Context: an optimization exercise on an open-source flow, tuned for small area, a short achievable clock period and few clock cycles per item. The choices shown serve that exercise and are no tape-out recipe.
In this exercise RTL edits were held to simulation tests only and were not proved equivalent to the original.
Power figures rest on the tool's default switching activity, not on a simulated workload.

### Sequential cells coloured by instance or generate block

The bar under the picture is 200 µm long. Other sequential cells in the stronger grey, the rest of the logic in the fainter grey.
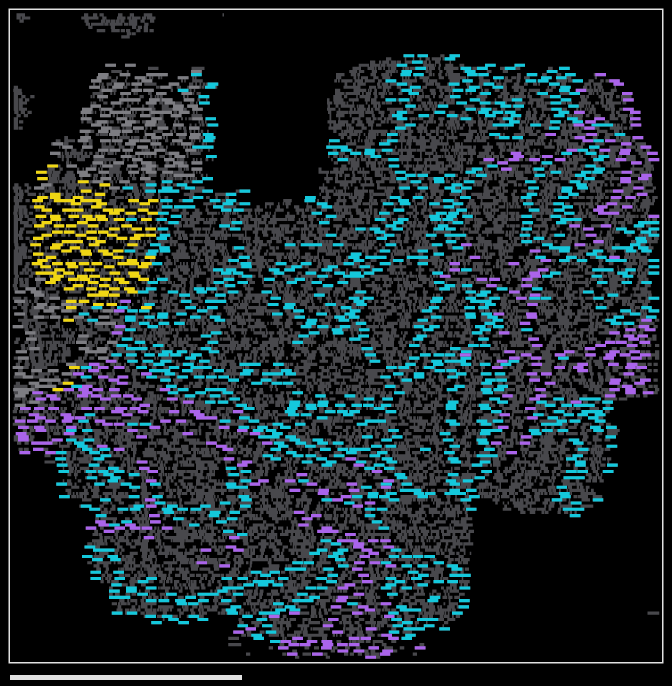
### PDN straps and rails

The bar under the picture is 200 µm long. Pins as bars on the die edge. Tap cells in grey.
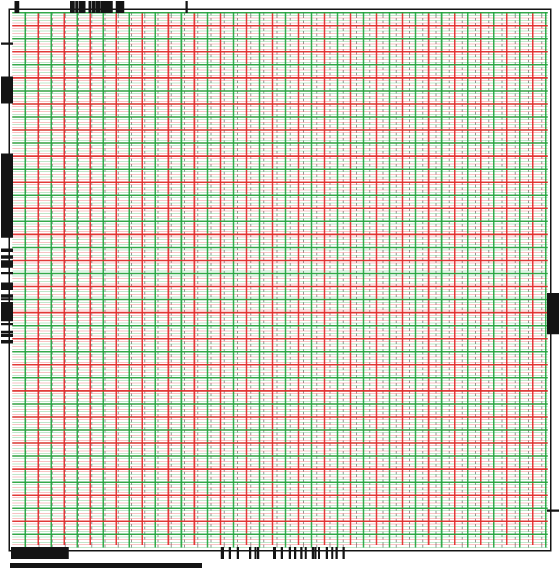
### Placement view

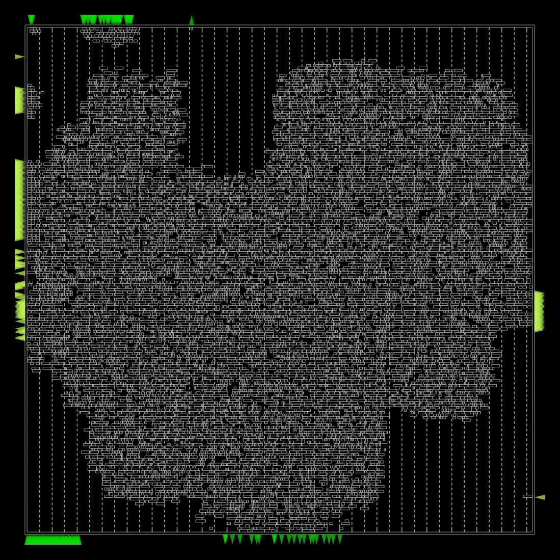
## flow/run.sh

```bash
#!/bin/bash
# synth_recipe.tcl (not shown) runs the flow's synth.tcl, then flattens the netlist and writes it again
# the make line also repeats each setting of config.mk as NAME=value (left out here)
make -C /OpenROAD-flow-scripts/flow DESIGN_CONFIG=/design/flow/config.mk WORK_HOME=/design/flow/orfs CLKGATE_MAP_FILE= SYNTH_SCRIPT=/design/flow/synth_recipe.tcl finish
```

## flow/config.mk

```make
export PLATFORM = sky130hd
export DESIGN_NAME = macarray
export DESIGN_NICKNAME = macarray
export VERILOG_FILES = /design/flow/design.v
export SDC_FILE = /design/flow/constraint.sdc
export NUM_CORES = 4
export LEC_CHECK = 0
export CAP_MARGIN = 20
export CORE_MARGIN = 2
export CORE_UTILIZATION = 40
export SLEW_MARGIN = 20
```

## flow/constraint.sdc

```tcl
create_clock -name core_clock -period 6.0 [get_ports {CLK}]
set_input_delay 1.2000 -clock core_clock [delete_from_list [all_inputs] [get_ports {CLK}]]
set_output_delay 1.2000 -clock core_clock [all_outputs]
set_load 0.01 [all_outputs]
```

## flow/design.v

```verilog
module MAC(w_in, d_in, CLK, RSTN, w_out, d_out, result, done, enable, update_ready);
	input [7:0] w_in, d_in;
	output reg [7:0] w_out, d_out;
	input CLK, RSTN;
	output reg [15:0] result;
	reg [15:0] multi;
	input done;
	input enable;
	input update_ready;
    always @(posedge CLK or negedge RSTN) begin
        if (!RSTN) begin
            result <= 0;
            d_out <= 0;
            w_out <= 0;
            multi <= 0;
        end else if (done || !update_ready) begin
            result <= 0;
            d_out <= 0;
            w_out <= 0;
            multi <= 0;
        end else if (enable) begin
            multi <= w_in * d_in;  
            result <= result + multi;  
            d_out <= d_in;  
            w_out <= w_in;  
        end
    end
endmodule
module systolic_array(
	input [127:0] block_I,  
	input [127:0] block_W,  
	input CLK,           
	input RSTN,          
	output reg [255:0] out_array,  
	input update_ready,  
	input [11:0] MNT,  
	input [3:0] i_order_r_SA,  
	input [3:0] w_order_r_SA,  
	output reg [3:0] i_order_out,  
	output reg operation_done,  
	input operation_start,
	input [3:0] group_out_SA,
	output reg [3:0] group_out_out
);
	reg [3:0] count;  
	reg done;         
	reg [7:0] block_W_P11, block_W_P12, block_W_P13, block_W_P14;
	reg [7:0] block_I_P11, block_I_P21, block_I_P31, block_I_P41;
	reg enableP11, enableP12, enableP13, enableP14, enableP21, enableP22, enableP23, enableP24, enableP31, enableP32, enableP33, enableP34, enableP41, enableP42, enableP43, enableP44;
	wire [3:0] M, N, T;  
	reg update_ready_MAC;  
	assign M = MNT[11:8];
	assign N = MNT[7:4];
	assign T = MNT[3:0];
	always @(posedge CLK or negedge RSTN) begin
		if (!RSTN) begin
			block_W_P11 <= 0;
			block_W_P12 <= 0;
			block_W_P13 <= 0;
			block_W_P14 <= 0;
			block_I_P11 <= 0;
			block_I_P21 <= 0;
			block_I_P31 <= 0;
			block_I_P41 <= 0;
		end else if (update_ready) begin
			case (count)
                0: begin
               block_W_P11 <= (N == 0 || N == 1 || N == 2 || N == 3 || (N == 5 || N == 6 || N == 7) && (w_order_r_SA != 1 && w_order_r_SA != 3)) ? 0 : block_W[103:96];  
                    block_W_P12 <= 0;            
                    block_W_P13 <= 0;            
                    block_W_P14 <= 0;            
               block_I_P11 <= (N == 0 || N == 1 || N == 2 || N == 3 || (N == 5 || N == 6 || N == 7) && (i_order_r_SA != 1 && i_order_r_SA != 3)) ? 0 : block_I[103:96];  
               block_I_P21 <= 0;            
               block_I_P31 <= 0;            
               block_I_P41 <= 0;            
                end
                1: begin   
               block_W_P11 <= (N == 0 || N == 1 || N == 2 || (N == 5 || N == 6) && (w_order_r_SA != 1 && w_order_r_SA != 3)) ? 0 : block_W[111:104];  
               block_W_P12 <= (N == 0 || N == 1 || N == 2 || N == 3 || (N == 5 || N == 6 || N == 7) && (w_order_r_SA != 1 && w_order_r_SA != 3)) ? 0 : block_W[71:64];  
                    block_W_P13 <= 0;
                    block_W_P14 <= 0;
               block_I_P11 <= (N == 0 || N == 1 || N == 2 || (N == 5 || N == 6) && (i_order_r_SA != 1 && i_order_r_SA != 3)) ? 0 : block_I[111:104];  
               block_I_P21 <= (N == 0 || N == 1 || N == 2 || N == 3 || (N == 5 || N == 6 || N == 7) && (i_order_r_SA != 1 && i_order_r_SA != 3)) ? 0 : block_I[71:64];  
               block_I_P31 <= 0;            
               block_I_P41 <= 0;            
                end
                2: begin
               block_W_P11 <= (N == 0 || N == 1 || (N == 5 && (w_order_r_SA != 1 && w_order_r_SA != 3))) ? 0 : block_W[119:112];  
               block_W_P12 <= (N == 0 || N == 1 || N == 2 || (N == 5 || N == 6) && (w_order_r_SA != 1 && w_order_r_SA != 3)) ? 0 : block_W[79:72];    
               block_W_P13 <= (N == 0 || N == 1 || N == 2 || N == 3 || (N == 5 || N == 6 || N == 7) && (w_order_r_SA != 1 && w_order_r_SA != 3)) ? 0 : block_W[39:32];  
                    block_W_P14 <= 0;
               block_I_P11 <= (N == 0 || N == 1 || (N == 5 && (i_order_r_SA != 1 && i_order_r_SA != 3))) ? 0 : block_I[119:112];  
               block_I_P21 <= (N == 0 || N == 1 || N == 2 || (N == 5 || N == 6) && (i_order_r_SA != 1 && i_order_r_SA != 3)) ? 0 : block_I[79:72];  
               block_I_P31 <= (N == 0 || N == 1 || N == 2 || N == 3 || (N == 5 || N == 6 || N == 7) && (i_order_r_SA != 1 && i_order_r_SA != 3)) ? 0 : block_I[39:32];  
               block_I_P41 <= 0;            
                end
                3: begin
               block_W_P11 <= (N == 0) ? 0 : block_W[127:120];  
               block_W_P12 <= (N == 0 || N == 1 || (N == 5 && (w_order_r_SA != 1 && w_order_r_SA != 3))) ? 0 : block_W[87:80];    
               block_W_P13 <= (N == 0 || N == 1 || N == 2 || (N == 5 || N == 6) && (w_order_r_SA != 1 && w_order_r_SA != 3)) ? 0 : block_W[47:40];  
               block_W_P14 <= (N == 0 || N == 1 || N == 2 || N == 3 || (N == 5 || N == 6 || N == 7) && (w_order_r_SA != 1 && w_order_r_SA != 3)) ? 0 : block_W[7:0];    
               block_I_P11 <= (N == 0) ? 0 : block_I[127:120];  
               block_I_P21 <= (N == 0 || N == 1 || (N == 5 && (i_order_r_SA != 1 && i_order_r_SA != 3))) ? 0 : block_I[87:80];    
               block_I_P31 <= (N == 0 || N == 1 || N == 2 || (N == 5 || N == 6) && (i_order_r_SA != 1 && i_order_r_SA != 3)) ? 0 : block_I[47:40];    
               block_I_P41 <= (N == 0 || N == 1 || N == 2 || N == 3 || (N == 5 || N == 6 || N == 7) && (i_order_r_SA != 1 && i_order_r_SA != 3)) ? 0 : block_I[7:0];    
                end
                4: begin
                    block_W_P11 <= 0;
               block_W_P12 <= (N == 0) ? 0 : block_W[95:88];  
               block_W_P13 <= (N == 0 || N == 1 || (N == 5 && (w_order_r_SA != 1 && w_order_r_SA != 3))) ? 0 : block_W[55:48];  
               block_W_P14 <= (N == 0 || N == 1 || N == 2 || (N == 5 || N == 6) && (w_order_r_SA != 1 && w_order_r_SA != 3)) ? 0 : block_W[15:8];  
               block_I_P11 <= 0;
               block_I_P21 <= (N == 0) ? 0 : block_I[95:88];  
               block_I_P31 <= (N == 0 || N == 1 || (N == 5 && (i_order_r_SA != 1 && i_order_r_SA != 3))) ? 0 : block_I[55:48];  
               block_I_P41 <= (N == 0 || N == 1 || N == 2 || (N == 5 || N == 6) && (i_order_r_SA != 1 && i_order_r_SA != 3)) ? 0 : block_I[15:8];  
                end
            5: begin
               block_W_P11 <= 0;
               block_W_P12 <= 0;
               block_W_P13 <= (N == 0) ? 0 : block_W[63:56];  
               block_W_P14 <= (N == 0 || N == 1 || (N == 5 && (w_order_r_SA != 1 && w_order_r_SA != 3))) ? 0 : block_W[23:16];  
               block_I_P11 <= 0;
               block_I_P21 <= 0;
               block_I_P31 <= (N == 0) ? 0 : block_I[63:56];  
               block_I_P41 <= (N == 0 || N == 1 || (N == 5 && (i_order_r_SA != 1 && i_order_r_SA != 3))) ? 0 : block_I[23:16];  
            end
            6: begin
               block_W_P11 <= 0;
               block_W_P12 <= 0;
               block_W_P13 <= 0;
               block_W_P14 <= (N == 0) ? 0 : block_W[31:24];  
               block_I_P11 <= 0;
               block_I_P21 <= 0;
               block_I_P31 <= 0;
               block_I_P41 <= (N == 0) ? 0 : block_I[31:24];  
            end
                default: begin
                    block_W_P11 <= 0;
                    block_W_P12 <= 0;
                    block_W_P13 <= 0;
                    block_W_P14 <= 0;
               block_I_P11 <= 0;
               block_I_P21 <= 0;
               block_I_P31 <= 0;
               block_I_P41 <= 0;
                end
            endcase
		end
	end
	wire [7:0] d_out_P11, d_out_P12, d_out_P13, d_out_P14;
	wire [7:0] w_out_P11, w_out_P12, w_out_P13, w_out_P14;
	wire [15:0] result_P11, result_P12, result_P13, result_P14;
	wire [7:0] d_out_P21, d_out_P22, d_out_P23, d_out_P24;
	wire [7:0] w_out_P21, w_out_P22, w_out_P23, w_out_P24;
	wire [15:0] result_P21, result_P22, result_P23, result_P24;
	wire [7:0] d_out_P31, d_out_P32, d_out_P33, d_out_P34;
	wire [7:0] w_out_P31, w_out_P32, w_out_P33, w_out_P34;
	wire [15:0] result_P31, result_P32, result_P33, result_P34;
	wire [7:0] d_out_P41, d_out_P42, d_out_P43, d_out_P44;
	wire [7:0] w_out_P41, w_out_P42, w_out_P43, w_out_P44;
	wire [15:0] result_P41, result_P42, result_P43, result_P44;
	MAC P11 (block_W_P11, block_I_P11, CLK, RSTN, w_out_P11, d_out_P11, result_P11, done, enableP11, update_ready_MAC);
	MAC P12 (block_W_P12, d_out_P11, CLK, RSTN, w_out_P12, d_out_P12, result_P12, done, enableP12, update_ready_MAC);
	MAC P13 (block_W_P13, d_out_P12, CLK, RSTN, w_out_P13, d_out_P13, result_P13, done, enableP13, update_ready_MAC);
	MAC P14 (block_W_P14, d_out_P13, CLK, RSTN, w_out_P14, d_out_P14, result_P14, done, enableP14, update_ready_MAC);
	MAC P21 (w_out_P11, block_I_P21, CLK, RSTN, w_out_P21, d_out_P21, result_P21, done, enableP21, update_ready_MAC);
	MAC P22 (w_out_P12, d_out_P21, CLK, RSTN, w_out_P22, d_out_P22, result_P22, done, enableP22, update_ready_MAC);
	MAC P23 (w_out_P13, d_out_P22, CLK, RSTN, w_out_P23, d_out_P23, result_P23, done, enableP23, update_ready_MAC);
	MAC P24 (w_out_P14, d_out_P23, CLK, RSTN, w_out_P24, d_out_P24, result_P24, done, enableP24, update_ready_MAC);
	MAC P31 (w_out_P21, block_I_P31, CLK, RSTN, w_out_P31, d_out_P31, result_P31, done, enableP31, update_ready_MAC);
	MAC P32 (w_out_P22, d_out_P31, CLK, RSTN, w_out_P32, d_out_P32, result_P32, done, enableP32, update_ready_MAC);
	MAC P33 (w_out_P23, d_out_P32, CLK, RSTN, w_out_P33, d_out_P33, result_P33, done, enableP33, update_ready_MAC);
	MAC P34 (w_out_P24, d_out_P33, CLK, RSTN, w_out_P34, d_out_P34, result_P34, done, enableP34, update_ready_MAC);
	MAC P41 (w_out_P31, block_I_P41, CLK, RSTN, w_out_P41, d_out_P41, result_P41, done, enableP41, update_ready_MAC);
	MAC P42 (w_out_P32, d_out_P41, CLK, RSTN, w_out_P42, d_out_P42, result_P42, done, enableP42, update_ready_MAC);
	MAC P43 (w_out_P33, d_out_P42, CLK, RSTN, w_out_P43, d_out_P43, result_P43, done, enableP43, update_ready_MAC);
	MAC P44 (w_out_P34, d_out_P43, CLK, RSTN, w_out_P44, d_out_P44, result_P44, done, enableP44, update_ready_MAC);
	always @(posedge CLK or negedge RSTN) begin
		if (!RSTN) begin
			out_array <= 0;
			operation_done <= 0;
			group_out_out <= 0;
			i_order_out <= 0;
		end else if(done) begin
			operation_done <= 1;
			group_out_out <= group_out_SA;
			i_order_out <= i_order_r_SA;
			out_array <= {result_P11, result_P12, result_P13, result_P14, result_P21, result_P22, result_P23, result_P24, result_P31, result_P32, result_P33, result_P34, result_P41, result_P42, result_P43, result_P44};
		end else begin
			operation_done <= 0;
		end
	end
	wire [3:0] row_ok, col_ok;
	assign row_ok[0] = (i_order_r_SA == 3 || i_order_r_SA == 4) ? (T > 4) : (i_order_r_SA == 1 || i_order_r_SA == 2) ? (T > 0) : 1'b1;
	assign row_ok[1] = (i_order_r_SA == 3 || i_order_r_SA == 4) ? (T > 5) : (i_order_r_SA == 1 || i_order_r_SA == 2) ? (T > 1) : 1'b1;
	assign row_ok[2] = (i_order_r_SA == 3 || i_order_r_SA == 4) ? (T > 6) : (i_order_r_SA == 1 || i_order_r_SA == 2) ? (T > 2) : 1'b1;
	assign row_ok[3] = (i_order_r_SA == 3 || i_order_r_SA == 4) ? (T > 7) : (i_order_r_SA == 1 || i_order_r_SA == 2) ? (T > 3) : 1'b1;
	assign col_ok[0] = (w_order_r_SA == 3 || w_order_r_SA == 4) ? (M > 4) : (w_order_r_SA == 1 || w_order_r_SA == 2) ? (M > 0) : 1'b1;
	assign col_ok[1] = (w_order_r_SA == 3 || w_order_r_SA == 4) ? (M > 5) : (w_order_r_SA == 1 || w_order_r_SA == 2) ? (M > 1) : 1'b1;
	assign col_ok[2] = (w_order_r_SA == 3 || w_order_r_SA == 4) ? (M > 6) : (w_order_r_SA == 1 || w_order_r_SA == 2) ? (M > 2) : 1'b1;
	assign col_ok[3] = (w_order_r_SA == 3 || w_order_r_SA == 4) ? (M > 7) : (w_order_r_SA == 1 || w_order_r_SA == 2) ? (M > 3) : 1'b1;
	always @(posedge CLK or negedge RSTN) begin
		if (!RSTN) begin
			enableP11 <= 1;
			enableP12 <= 1;
			enableP13 <= 1;
			enableP14 <= 1;
			enableP21 <= 1;
			enableP22 <= 1;
			enableP23 <= 1;
			enableP24 <= 1;
			enableP31 <= 1;
			enableP32 <= 1;
			enableP33 <= 1;
			enableP34 <= 1;
			enableP41 <= 1;
			enableP42 <= 1;
			enableP43 <= 1;
			enableP44 <= 1;
		end else begin
			enableP11 <= row_ok[0] & col_ok[0];
			enableP12 <= row_ok[0] & col_ok[1];
			enableP13 <= row_ok[0] & col_ok[2];
			enableP14 <= row_ok[0] & col_ok[3];
			enableP21 <= row_ok[1] & col_ok[0];
			enableP22 <= row_ok[1] & col_ok[1];
			enableP23 <= row_ok[1] & col_ok[2];
			enableP24 <= row_ok[1] & col_ok[3];
			enableP31 <= row_ok[2] & col_ok[0];
			enableP32 <= row_ok[2] & col_ok[1];
			enableP33 <= row_ok[2] & col_ok[2];
			enableP34 <= row_ok[2] & col_ok[3];
			enableP41 <= row_ok[3] & col_ok[0];
			enableP42 <= row_ok[3] & col_ok[1];
			enableP43 <= row_ok[3] & col_ok[2];
			enableP44 <= row_ok[3] & col_ok[3];
		end
	end
    always @(posedge CLK or negedge RSTN) begin
        if (!RSTN) begin
            done <= 0;
            count <= 0;
			update_ready_MAC <= 0;
        end else begin
            if (update_ready) begin  
                if (count == 11) begin
                    done <= 1;
					count <= 0;
                end else begin
                    done <= 0;
                    count <= count + 1;
                end
				update_ready_MAC <= 1;
			end else begin
				count <= 0;
				done <= 0;
				update_ready_MAC <= 0;
			end
        end
    end
endmodule
module control (
    input wire CLK,
    input wire RSTN,
    input wire [11:0] MNT,           
    input wire operation_done,     
    input wire START,              
    output reg [3:0] i_order,      
    output reg [3:0] w_order,      
    output reg operation_start,    
    output reg [3:0] group_out,    
    output reg case_start,         
    output reg change_order,       
    output reg EN_I_s,             
    output reg [2:0] ADDR_I_s,     
    output reg EN_W_s,             
    output reg [2:0] ADDR_W_s      
);
    reg [7:0] operations;          
    reg finding;
    reg [3:0] operation_index;     
    reg [3:0] operation_current;   
    reg active;                    
    reg [3:0] last_order_i, last_order_w;   
    reg [2:0] B;
    wire [4:0] T, N, M;
    reg EN_I, EN_W;
    reg [11:0] prev_MNT;           
    always @(posedge CLK or negedge RSTN) begin
        if (!RSTN) begin
            last_order_i <= 0;
            last_order_w <= 0;
            change_order <= 0;
            EN_I_s <= 0;
            EN_W_s <= 0;
        end else begin
            last_order_i <= i_order;
            last_order_w <= w_order;
            change_order <= (last_order_i ^ i_order) || (last_order_w ^ w_order);
            EN_I_s <= EN_I;
            EN_W_s <= EN_W;
        end
    end
    assign M = MNT[11:8];
    assign N = MNT[7:4];
    assign T = MNT[3:0];
    always @(posedge CLK or negedge RSTN) begin
        if (!RSTN) begin
            active <= 0;
        end else if (START) begin
            active <= 1;           
        end else if (operation_index >= 8) begin
            active <= 0;           
        end
    end
    always @(*) begin
    operations = 8'b00000000;  
            if (T > 4 && N > 4 && M > 4) begin
                operations = 8'b11111111;   
            end else if (T > 4 && N > 4 && M <= 4) begin
                operations = 8'b11001100;   
            end else if (T > 4 && N <= 4 && M > 4) begin
                operations = 8'b10101010;   
            end else if (T <= 4 && N > 4 && M > 4) begin
                operations = 8'b11110000;   
            end else if (T > 4 && N <= 4 && M <= 4) begin
                operations = 8'b10001000;   
            end else if (T <= 4 && N > 4 && M <= 4) begin
                operations = 8'b11000000;   
            end else if (T <= 4 && N <= 4 && M > 4) begin
                operations = 8'b10100000;   
            end else begin
                operations = 8'b10000000;   
            end
        end
    always @(posedge CLK or negedge RSTN) begin
        if (!RSTN) begin
            case_start <= 0;
            finding <= 0;
            operation_index <= 1;
            operation_current <= 0;
            operation_start <= 0;
            group_out <= 0;
            prev_MNT <= 0;   
        end else begin
            if (MNT != prev_MNT) begin
                case_start <= 1;
                prev_MNT <= MNT;   
            end else begin
                case_start <= 0;
            end
            if (case_start || operation_done || finding) begin
                case_start <= 0;
                operation_start <= 0;
                finding <= 0;
                if (operation_index <= 8) begin
                    case (operations)
                        8'b11111111: begin
                            operation_current <= operation_index;
                            operation_index <= operation_index + 1;
                            operation_start <= 1;
                        end
                        8'b11001100: begin
                            operation_current <= operation_index;
                            if (operation_index == 2 || operation_index == 6) begin
                                operation_index <= operation_index + 3;
                            end else begin
                                operation_index <= operation_index + 1;
                            end
                            operation_start <= 1;
                        end
                        8'b10101010: begin
                            operation_current <= operation_index;
                            if (operation_index == 1 || operation_index == 3 || operation_index == 5 || operation_index == 7) begin
                                operation_index <= operation_index + 2;
                            end else begin
                                operation_index <= operation_index + 1;
                            end
                            operation_start <= 1;
                        end
                        8'b11110000: begin
                            operation_current <= operation_index;
                            if (operation_index == 4 ) begin
                                operation_index <= operation_index + 5;
                            end else begin
                                operation_index <= operation_index + 1;
                            end
                            operation_start <= 1;
                        end
                        8'b10001000: begin
                            operation_current <= operation_index;
                            if (operation_index == 1 || operation_index == 5) begin
                                operation_index <= operation_index + 4;
                            end else begin
                                operation_index <= operation_index + 1;
                            end
                            operation_start <= 1;
                        end
                        8'b11000000: begin
                            operation_current <= operation_index;
                            if (operation_index == 2) begin
                                operation_index <= operation_index + 7;
                            end else begin
                                operation_index <= operation_index + 1;
                            end
                            operation_start <= 1;
                        end
                        8'b10100000: begin
                            operation_current <= operation_index;
                            if (operation_index == 1 ) begin
                                operation_index <= operation_index + 2;
                            end else if (operation_index == 3) begin
                                operation_index <= operation_index + 6;
                            end else begin
                                operation_index <= operation_index + 1;
                            end
                            operation_start <= 1;
                        end
                        8'b10000000: begin
                            operation_current <= operation_index;
                            if (operation_index == 1) begin
                                operation_index <= operation_index + 8;
                            end else begin
                                operation_index <= operation_index + 1;
                            end
                            operation_start <= 1;
                        end
                        default: begin
                            operation_current <= 0;
                            operation_start <= 0;
                        end
                    endcase
                    case (operation_index)
                        1, 2: group_out <= 4'b0001;  
                        3, 4: group_out <= 4'b0010;  
                        5, 6: group_out <= 4'b0011;  
                        7, 8: group_out <= 4'b0100;  
                        default: group_out <= 0;
                    endcase
                end else begin
                    operation_index <= 0;
                    operation_current <= 0;
                    operation_start <= 0;
                    group_out <= 0;
                end
            end else begin
                operation_start <= 0;
            end
        end
    end
    always @(posedge CLK or negedge RSTN) begin
        if (!RSTN) begin
            EN_I <= 0;
            EN_W <= 0;
            B <= 0;
        end else if (active) begin
            EN_W <= 1;
            EN_I <= 1;
            if (B == 3) begin
                B <= 0;
            end else begin
                B <= B + 1;
            end
        end else if (!active) begin
            EN_I <= 0;
            EN_W <= 0;
            B <= 0;
        end
    end 
    always @(*) begin
        case (operation_current)
            1: begin i_order = 4'b0001; w_order = 4'b0001; end  
            2: begin i_order = 4'b0010; w_order = 4'b0010; end  
            3: begin i_order = 4'b0001; w_order = 4'b0011; end  
            4: begin i_order = 4'b0010; w_order = 4'b0100; end  
            5: begin i_order = 4'b0011; w_order = 4'b0001; end  
            6: begin i_order = 4'b0100; w_order = 4'b0010; end  
            7: begin i_order = 4'b0011; w_order = 4'b0011; end  
            8: begin i_order = 4'b0100; w_order = 4'b0100; end  
            default: begin i_order = 4'b0000; w_order = 4'b0000; end  
        endcase
    end
    reg [2:0] B_d;
    always @(posedge CLK or negedge RSTN) begin
        if (!RSTN) begin
            B_d <= 0;
            ADDR_I_s <= 0;
            ADDR_W_s <= 0;
        end else begin
            B_d <= B;
            case (i_order)
                1, 2: ADDR_I_s <= {1'b0, B_d[1:0]};
                3, 4: ADDR_I_s <= {1'b1, B_d[1:0]};
            endcase
            case (w_order)
                1, 2: ADDR_W_s <= {1'b0, B_d[1:0]};
                3, 4: ADDR_W_s <= {1'b1, B_d[1:0]};
            endcase
        end
    end
endmodule
module InputDevider (
    input wire CLK,
    input wire RSTN,
    input wire [63:0] SRAM_DATA,   
    input wire change_order,
    input wire [3:0] i_order_r,  
    input wire EN_I_r,
    input wire [3:0] group_out_r,
    output reg update_ready,       
    output reg [127:0] block_I,
	output reg [3:0] i_order_r_SA,
	output reg change_order_r,
    output reg [3:0] group_out_SA
);
reg [3:0] B;  
wire i;
assign i = ((i_order_r == 1) || (i_order_r == 3)) ? 0 : 1;
always @(posedge CLK or negedge RSTN) begin
    if (!RSTN) begin
		block_I <= 0;
    end else if (!update_ready) begin
            block_I[127-32*B -: 32] <= SRAM_DATA[63-32*i -: 32];  
    end
end
always @(posedge CLK or negedge RSTN) begin
    if (!RSTN) begin
        B <= 0;
        update_ready <= 0;
        change_order_r <= 0;
        i_order_r_SA <= 0;
        group_out_SA <= 0;
    end else if (change_order) begin
        B <= 0;
        update_ready <= 0;
		change_order_r <= 0;
    end else if(EN_I_r) begin                   
            if (B < 3) begin
                B <= B + 1;
            end else begin
                update_ready <= 1;  
                i_order_r_SA <= i_order_r;
                B <= 0;
				change_order_r <= change_order;
                group_out_SA <= group_out_r;
            end
        end
    end
endmodule
module WeightDevider (
    input wire CLK,
    input wire RSTN,
    input wire [63:0] SRAM_DATA,   
    input wire change_order,
    input wire [3:0] w_order_r,  
    input wire EN_W_r,    
    output reg [127:0] block_W,
	output reg [3:0] w_order_r_SA
);
reg [3:0] B;  
wire i;
reg update_ready;
assign i = ((w_order_r == 1) || (w_order_r == 3)) ? 0 : 1;
always @(posedge CLK or negedge RSTN) begin
    if (!RSTN) begin
		block_W <= 0;
    end else if (!update_ready) begin
            block_W[127-32*B -: 32] <= SRAM_DATA[63-32*i -: 32];  
    end
end
always @(posedge CLK or negedge RSTN) begin
    if (!RSTN) begin
        B <= 0;
        update_ready <= 0;
        w_order_r_SA <= 0;
    end else if (change_order) begin
        B <= 0;
        update_ready <= 0;
    end else if(EN_W_r) begin                   
            if (B < 3) begin
                B <= B + 1;
            end else begin
                update_ready <= 1;  
                w_order_r_SA <= w_order_r;
                B <= 0;
            end
        end
    end
endmodule
module OutputBuffer(
    input wire CLK,
    input wire RSTN, 
    input [255:0] block,
	input operation_done,
    input [3:0] group_out_out,
    output reg EN_O_i,
    output reg [3:0] ADDR_O_r,
    output reg [63:0] WDATA_O,
	input [11:0] MNT,
	input [3:0] i_order_out
);
    reg [3:0] count;
    reg [4:0] mem_loc;
    reg [1:0] ADDR_count;  
	reg [1:0] operation_done_count;
	reg count_start, slice_start, EN_O_t, EN_O, wipe, EN_O_r;
	reg [2:0] bitslice_factor;
	reg [15:0] EN_count;
	reg wipe_r;
	reg [2:0] group_out_out_prev;
	reg activity_halt;
	wire [3:0] M, N, T;
	assign M = MNT[11:8];
	assign N = MNT[7:4];
	assign T = MNT[3:0];
	wire [3:0] EN_c;
	reg [255:0] mem_data;
	assign EN_c = 
	(T == 1 || (T == 5 && i_order_out == 3)) ? 1 :
	(T == 2 || (T == 6 && i_order_out == 3)) ? 2 :
	(T == 3 || (T == 7 && i_order_out == 3)) ? 3 : 4;
	reg [3:0] ADDR_O, ADDR_O_i;
	reg [3:0] N_reg;  
	always @(posedge CLK or negedge RSTN) begin
    	if (!RSTN) begin
        	N_reg <= 0;  
    	end else if (activity_halt) begin
		end else begin
        	N_reg <= N;  
    	end
	end
	always @(posedge CLK or negedge RSTN) begin
		if (!RSTN) begin
			operation_done_count <= 0;
			EN_O <= 0;
		end else if (activity_halt) begin
		end else begin
			if(operation_done) begin
				if(N_reg<=4) begin
					operation_done_count <= 2;
				end else begin
					operation_done_count <= operation_done_count + 1;
				end
			end	else if(operation_done_count == 2) begin
				operation_done_count <= 0;
				EN_O <= 1;
			end else begin
				EN_O <= 0;
			end
		end
	end
	always @(posedge CLK or negedge RSTN) begin
		if (!RSTN) begin
			WDATA_O <= 0;
			ADDR_O_r <= 0;
			EN_O_r <= 0;
		end else if (activity_halt) begin
		end else if (slice_start) begin
				WDATA_O	<= mem_data[255-64*bitslice_factor -: 64];  
				ADDR_O_r <= ADDR_O_i;
				EN_O_r <= EN_O_i;
		end
	end
	always @(posedge CLK or negedge RSTN) begin
        if (!RSTN) begin
            ADDR_O <= 0;
			count_start <= 0;
			ADDR_count <= 0;
        end else if (activity_halt) begin
		end else if(operation_done) begin
            case (group_out_out)
                1 : ADDR_O <= 0;
                2 : ADDR_O <= 1;
                3 : ADDR_O <= 8;
                4 : ADDR_O <= 9;
            endcase
			count_start <= 1;					
		end else begin
			if(ADDR_count > 3) begin
                ADDR_count <= 0;
            end else begin
                ADDR_O <= ADDR_O + 2;
                ADDR_count <= ADDR_count + 1;
            end
		end
    end
    always @(posedge CLK or negedge RSTN) begin
        if (!RSTN) begin
            bitslice_factor <= 0;
			ADDR_O_i <= 0;
			slice_start <= 0;
        end else if (activity_halt) begin
		end else if(count_start) begin
			ADDR_O_i <= ADDR_O;
			case (ADDR_O)
                0,1,8,9 : bitslice_factor <= 0;
                2,3,10,11 : bitslice_factor <= 1;
                4,5,12,13 : bitslice_factor <= 2;
                6,7,14,15 : bitslice_factor <= 3;
                default: bitslice_factor <= 0;  
            endcase
			slice_start <= 1;
		end 
    end
	always @(posedge CLK or negedge RSTN) begin
		if (!RSTN) begin
			EN_O_i <= 0;
			EN_count <= 5;
			wipe <= 0;
		end else if (activity_halt) begin
		end else begin
			if (EN_O) begin
				EN_O_i <= 1;
				EN_count <= 1;
			end else begin
				if (EN_count == EN_c) begin
					EN_O_i <= 0;
					wipe <= 1;
				end else begin
					wipe <= 0;
				end
				EN_count <= EN_count + 1;
			end
		end
	end
	always @(posedge CLK or negedge RSTN) begin
		if (!RSTN) begin
			wipe_r <= 0;
		end else if (activity_halt) begin
		end else begin
			wipe_r <= wipe;
		end
	end
	always @(posedge CLK or negedge RSTN) begin
		if (!RSTN) begin
			EN_O_t <= 0;
		end else if (activity_halt) begin
		end else begin
			EN_O_t <= EN_O_r;
		end
	end
	always @(posedge CLK or negedge RSTN) begin
    if (!RSTN) begin
        group_out_out_prev <= 0;
        activity_halt <= 0;
    end else if (activity_halt) begin
		end else begin
        group_out_out_prev <= group_out_out;
        if ((group_out_out_prev != 0) && (group_out_out == 0)) begin
            activity_halt <= 1;  
        end
    end
end
always @(posedge CLK or negedge RSTN) begin
    if (!RSTN) begin
        mem_data <= 0;  
    end else if (activity_halt) begin
		end else if (wipe_r) begin  
        mem_data <= 0;
    end else if (operation_done) begin
        mem_data[255:240] <= block[255:240] + mem_data[255:240];
        mem_data[239:224] <= block[239:224] + mem_data[239:224];
        mem_data[223:208] <= block[223:208] + mem_data[223:208];
        mem_data[207:192] <= block[207:192] + mem_data[207:192];
        mem_data[191:176] <= block[191:176] + mem_data[191:176];
        mem_data[175:160] <= block[175:160] + mem_data[175:160];
        mem_data[159:144] <= block[159:144] + mem_data[159:144];
        mem_data[143:128] <= block[143:128] + mem_data[143:128];
        mem_data[127:112] <= block[127:112] + mem_data[127:112];
        mem_data[111:96] <= block[111:96] + mem_data[111:96];
        mem_data[95:80] <= block[95:80] + mem_data[95:80];
        mem_data[79:64] <= block[79:64] + mem_data[79:64];
        mem_data[63:48] <= block[63:48] + mem_data[63:48];
        mem_data[47:32] <= block[47:32] + mem_data[47:32];
        mem_data[31:16] <= block[31:16] + mem_data[31:16];
        mem_data[15:0] <= block[15:0] + mem_data[15:0];
    end
end
endmodule
module macarray (
    input     wire              CLK,
    input     wire              RSTN,
	input	  wire	  [11:0]	MNT,
	input	  wire				START,
    output    wire              EN_I,
    output    wire    [2:0]     ADDR_I,
    input     wire    [63:0]    RDATA_I,
	output    wire              EN_W,
    output    wire    [2:0]     ADDR_W,
    input     wire    [63:0]    RDATA_W,
    output    wire              EN_O,
    output    wire              RW_O,
    output    wire    [3:0]     ADDR_O,
    output    wire    [63:0]    WDATA_O,
    input     wire    [63:0]    RDATA_O
);
    wire [3:0] i_order, w_order;
    wire operation_start, case_start, update_ready, START_d, operation_done;
    wire [127:0] block_I, block_W;
	wire [255:0] block_O;
    wire [2:0] bitslice_factor;
	wire change_order;
	wire change_order_r;
	reg EN_I_r, EN_W_r;
	reg [3:0] i_order_r, w_order_r;
	reg [3:0] group_out_r;
	wire [3:0] group_out;
	wire [3:0] i_order_r_SA, w_order_r_SA, i_order_out;
	wire [3:0] group_out_SA, group_out_out;
    control uCONTROL(
        .CLK(CLK),
        .RSTN(RSTN),
        .MNT(MNT),
        .operation_done(operation_done),   
        .i_order(i_order),               
        .w_order(w_order),               
        .operation_start(operation_start),       
        .group_out(group_out),             
        .case_start(case_start),            
		.START(START),
		.ADDR_I_s(ADDR_I),
		.ADDR_W_s(ADDR_W),
		.EN_I_s(EN_I),
		.EN_W_s(EN_W),
		.change_order(change_order)
    );
	always @(posedge CLK or negedge RSTN) begin
		if (!RSTN) begin
			EN_I_r <= 0;
			EN_W_r <= 0;
			i_order_r <= 0;
			w_order_r <= 0;
			group_out_r <= 0;
		end else if(EN_I) begin
			EN_I_r <= 1;
			EN_W_r <= 1;
			i_order_r <= i_order;
			w_order_r <= w_order;
			group_out_r <= group_out;
		end
	end
	InputDevider uInputDevider (
		.CLK(CLK),
		.RSTN(RSTN),
		.SRAM_DATA(RDATA_I),
		.change_order(change_order),
		.i_order_r(i_order_r),
		.EN_I_r(EN_I_r),
		.update_ready(update_ready),
		.block_I(block_I),
		.i_order_r_SA(i_order_r_SA),
		.change_order_r(change_order_r),
		.group_out_r(group_out_r),
		.group_out_SA(group_out_SA)
	);
	WeightDevider uWeightDevider (
		.CLK(CLK),
		.RSTN(RSTN),
		.SRAM_DATA(RDATA_W),
		.change_order(change_order),
		.w_order_r(w_order_r),
		.EN_W_r(EN_W_r),
		.block_W(block_W),
		.w_order_r_SA(w_order_r_SA)
	);
	systolic_array uSystolicArray (
		.block_I(block_I),
		.block_W(block_W),
		.CLK(CLK),
		.RSTN(RSTN),
		.out_array(block_O),
		.update_ready(update_ready),
		.MNT(MNT),
		.i_order_r_SA(i_order_r_SA),
		.w_order_r_SA(w_order_r_SA),
		.i_order_out(i_order_out),
		.operation_done(operation_done),
		.operation_start(operation_start),
		.group_out_SA(group_out_SA),
		.group_out_out(group_out_out)
	);
	OutputBuffer uOutputBuffer (
		.CLK(CLK),
		.RSTN(RSTN),
		.block(block_O),
		.operation_done(operation_done),
		.group_out_out(group_out_out),
		.EN_O_i(EN_O),
		.ADDR_O_r(ADDR_O),
		.WDATA_O(WDATA_O),
		.MNT(MNT),
		.i_order_out(i_order_out)
	);
	assign RW_O = 1'b1;
endmodule
```

==> impl_metrics.yaml <==
run_status:
  outcome: "no timing/DRC/antenna violations"
power_and_ir_drop:
  swShare_pct: 26.7
  ir_drop_mv: 0.249
synthesis:
  synth_edf_count: 0
  synthCells: 12700
  ys.flop_type: "dfrtp_1"
  synth_xor_area_share_pct: 3.78
  synthAdderAreaFrac_pct: 20.6
  synth_top_family_by_area: "adder cells"
  synthSimpleGateAreaFrac_pct: 14.4
  synth_mux_area_share_pct: 9.35
  yosysWarnings: 7
  synth_compound_area_share_pct: 12.1
  synth_cell_types: 88
  synth_nets: 14600
global_route:
  top_usage_layer: "met2"
  grt_pass1_vias: 89600
  antenna_found_initial: 15
  grt-ovfl-total: 0
  track_usage_pct: 20.3
drt:
  wirelength_mm: 322
  dr.pass1.iters: 9
  met1Wirelength_mm: 151
  drtIter0Drc: 6188
floorplanning:
  start_util_pct: 40.2
  io_pins: 285
  coreArea_um2: 311000
  fp.dieH_um: 563
clocking:
  postCtsSetupRepairBufs: 0
  hold_buffers: 0
  clk_path_buf_depth: 4
  cts_made_buffers: 202
placed_design:
  gp_congestion: 0.858
  place_hpwl_mm: 240
critical_path:
  cp_cell_sequence: "nand2_1 -> fa_1 -> fa_1 -> inv_1 -> fa_1 -> inv_1 -> fa_1 -> inv_1 -> ha_1 -> inv_1 -> o21ai_0 -> a31oi_1 -> a21oi_1 -> nor3b_1 -> a311o_1"
  reg2reg_to: "uSystolicArray.P41.multi[15]$_DFFE_PN0P_"
  regToRegSetupSlack_ns: 1.20
  worstReg2RegStart: "uSystolicArray.block_I_P41[2]$_DFFE_PN0P_"
  crit_fanout: 10
min_path:
  hold_class: "input port to asynchronous set/reset pin"
finish:
  drive_gt1_share_pct: 7.61
  nets: 14500
sta:
  finalSetupViolCount: 0
Testbench counts, summed over its fixed seeds: cycles 23,429, items 320.
About 'Sequential cells coloured by instance or generate block':
uSystolicArray: drawn in cyan, sequential cells 1,053, where spread over the die. uOutputBuffer: drawn in purple, sequential cells 364, where spread over the die. uInputDevider: drawn in yellow, sequential cells 139.

About 'PDN straps and rails':
VDD: drawn in red. VSS: drawn in green.
206 met1 rails follow the rows. The core has 205 rows. 4,140 tap cells. 41 straps on met4.

About 'Placement view':
Seq Cell Count: 1,745
final core area utilization: 44.4%

## critical path: cells and delay by family (launching register included)
kind	cells	cell delay [ns]
AND/OR/NAND/NOR	2	0.24
AO/OA/AOI/OAI	4	0.88
adder cells (fa/ha/maj)	5	2.40
buffers and inverters	4	0.21
flip-flops	1	0.89
## how the worst max path moves through the flow
stage	startpoint	end	slack [ns]	cells after the start
floorplan	uSystolicArray.block_W_P14[5]$_DFFE_PN0P_	uSystolicArray.P14.multi[14]$_DFFE_PN0P_	1.74	15
detailed placement	uSystolicArray.block_W_P14[3]$_DFFE_PN0P_	uSystolicArray.P14.multi[14]$_DFFE_PN0P_	1.28	13
global placement	uSystolicArray.block_I_P41[2]$_DFFE_PN0P_	uSystolicArray.P41.multi[15]$_DFFE_PN0P_	1.31	14
finish	uSystolicArray.block_I_P41[2]$_DFFE_PN0P_	uSystolicArray.P41.multi[15]$_DFFE_PN0P_	1.20	15
global route	uSystolicArray.block_I_P41[2]$_DFFE_PN0P_	uSystolicArray.P41.multi[15]$_DFFE_PN0P_	0.97	15
CTS	uSystolicArray.block_I_P41[2]$_DFFE_PN0P_	uSystolicArray.P41.multi[15]$_DFFE_PN0P_	1.21	15
## cells in the final DEF (no fill, tap or decap), drive strengths merged, types with 218 or more instances in the layout
cell,count
nor3,246
mux2,364
and2,543
dfrtp,1726
mux2i,614
o21ai,742
clkdlybuf4s50,218
fa,608
xnor2,352
ha,1090
inv,916
a21oi,431
clkbuf,279
nor2,957
nand2,1238
## cell families (layout without fill, tap and decap cells)
logic type	Yosys count	count (layout)
AND/OR/NAND/NOR	3770	3770
AO/OA/AOI/OAI	2321	2321
flip-flops	1745	1745
adder cells (fa/ha/maj)	1698	1698
buffers and inverters	1564	1598
multiplexers	1042	1042
XOR/XNOR	540	540
other	1	9
## per-stage QoR
stage	total power, µW	cells	util, %	area (µm²)
3_5_place_dp	16600	16500	42.1	131000
6_report	29700	16900	44.4	138000
3_3_place_gp	16500	16500	42.1	131000
2_1_floorplan	15200	12700	-	125000
5_1_grt	31000	16900	44.4	138000
4_1_cts	30100	16900	44.4	138000
## layout make-up
cell class / instances / area (µm²)
Multi-Input combinational cell: 9372 / 75400
Fill cell: 29800 / 173000
Inverter: 917 / 3440
Clock buffer: 279 / 5860
Sequential cell: 1745 / 43700
Antenna cell: 8 / 20.0
Tap cell: 4140 / 5180
Timing Repair Buffer: 314 / 3240
Clock inverter: 88 / 1340

[afterwards: timing with drivers on the ports]
The flow's constraints put no driver on any port. The routed layout listed below was extracted and timed again, unchanged, in two steps.
Step 1 sets driving cells, clkbuf_16 on the clock port and buf_2 on the other inputs (assumed; they add their load-dependent delay and slew).
Step 2 times the ports against the registers' clock, not the clock port: input delays grow and output delays shrink by t, the midpoint of the rising clock arrivals with the driver on.
Slacks: ideal ports / drivers / drivers and shift; pairs: ideal ports / drivers.
t (ns): 0.971
setup slack, ns: 1.199 / 1.199 / 1.199
hold WS [ns]: 0.259 / 0.241 / 0.350
worst setup path at the end: register to register
After both steps setup and hold are still met in this run. The setup slack of this run moves by 0.000 ns with the drivers and by 0.000 ns with both steps.
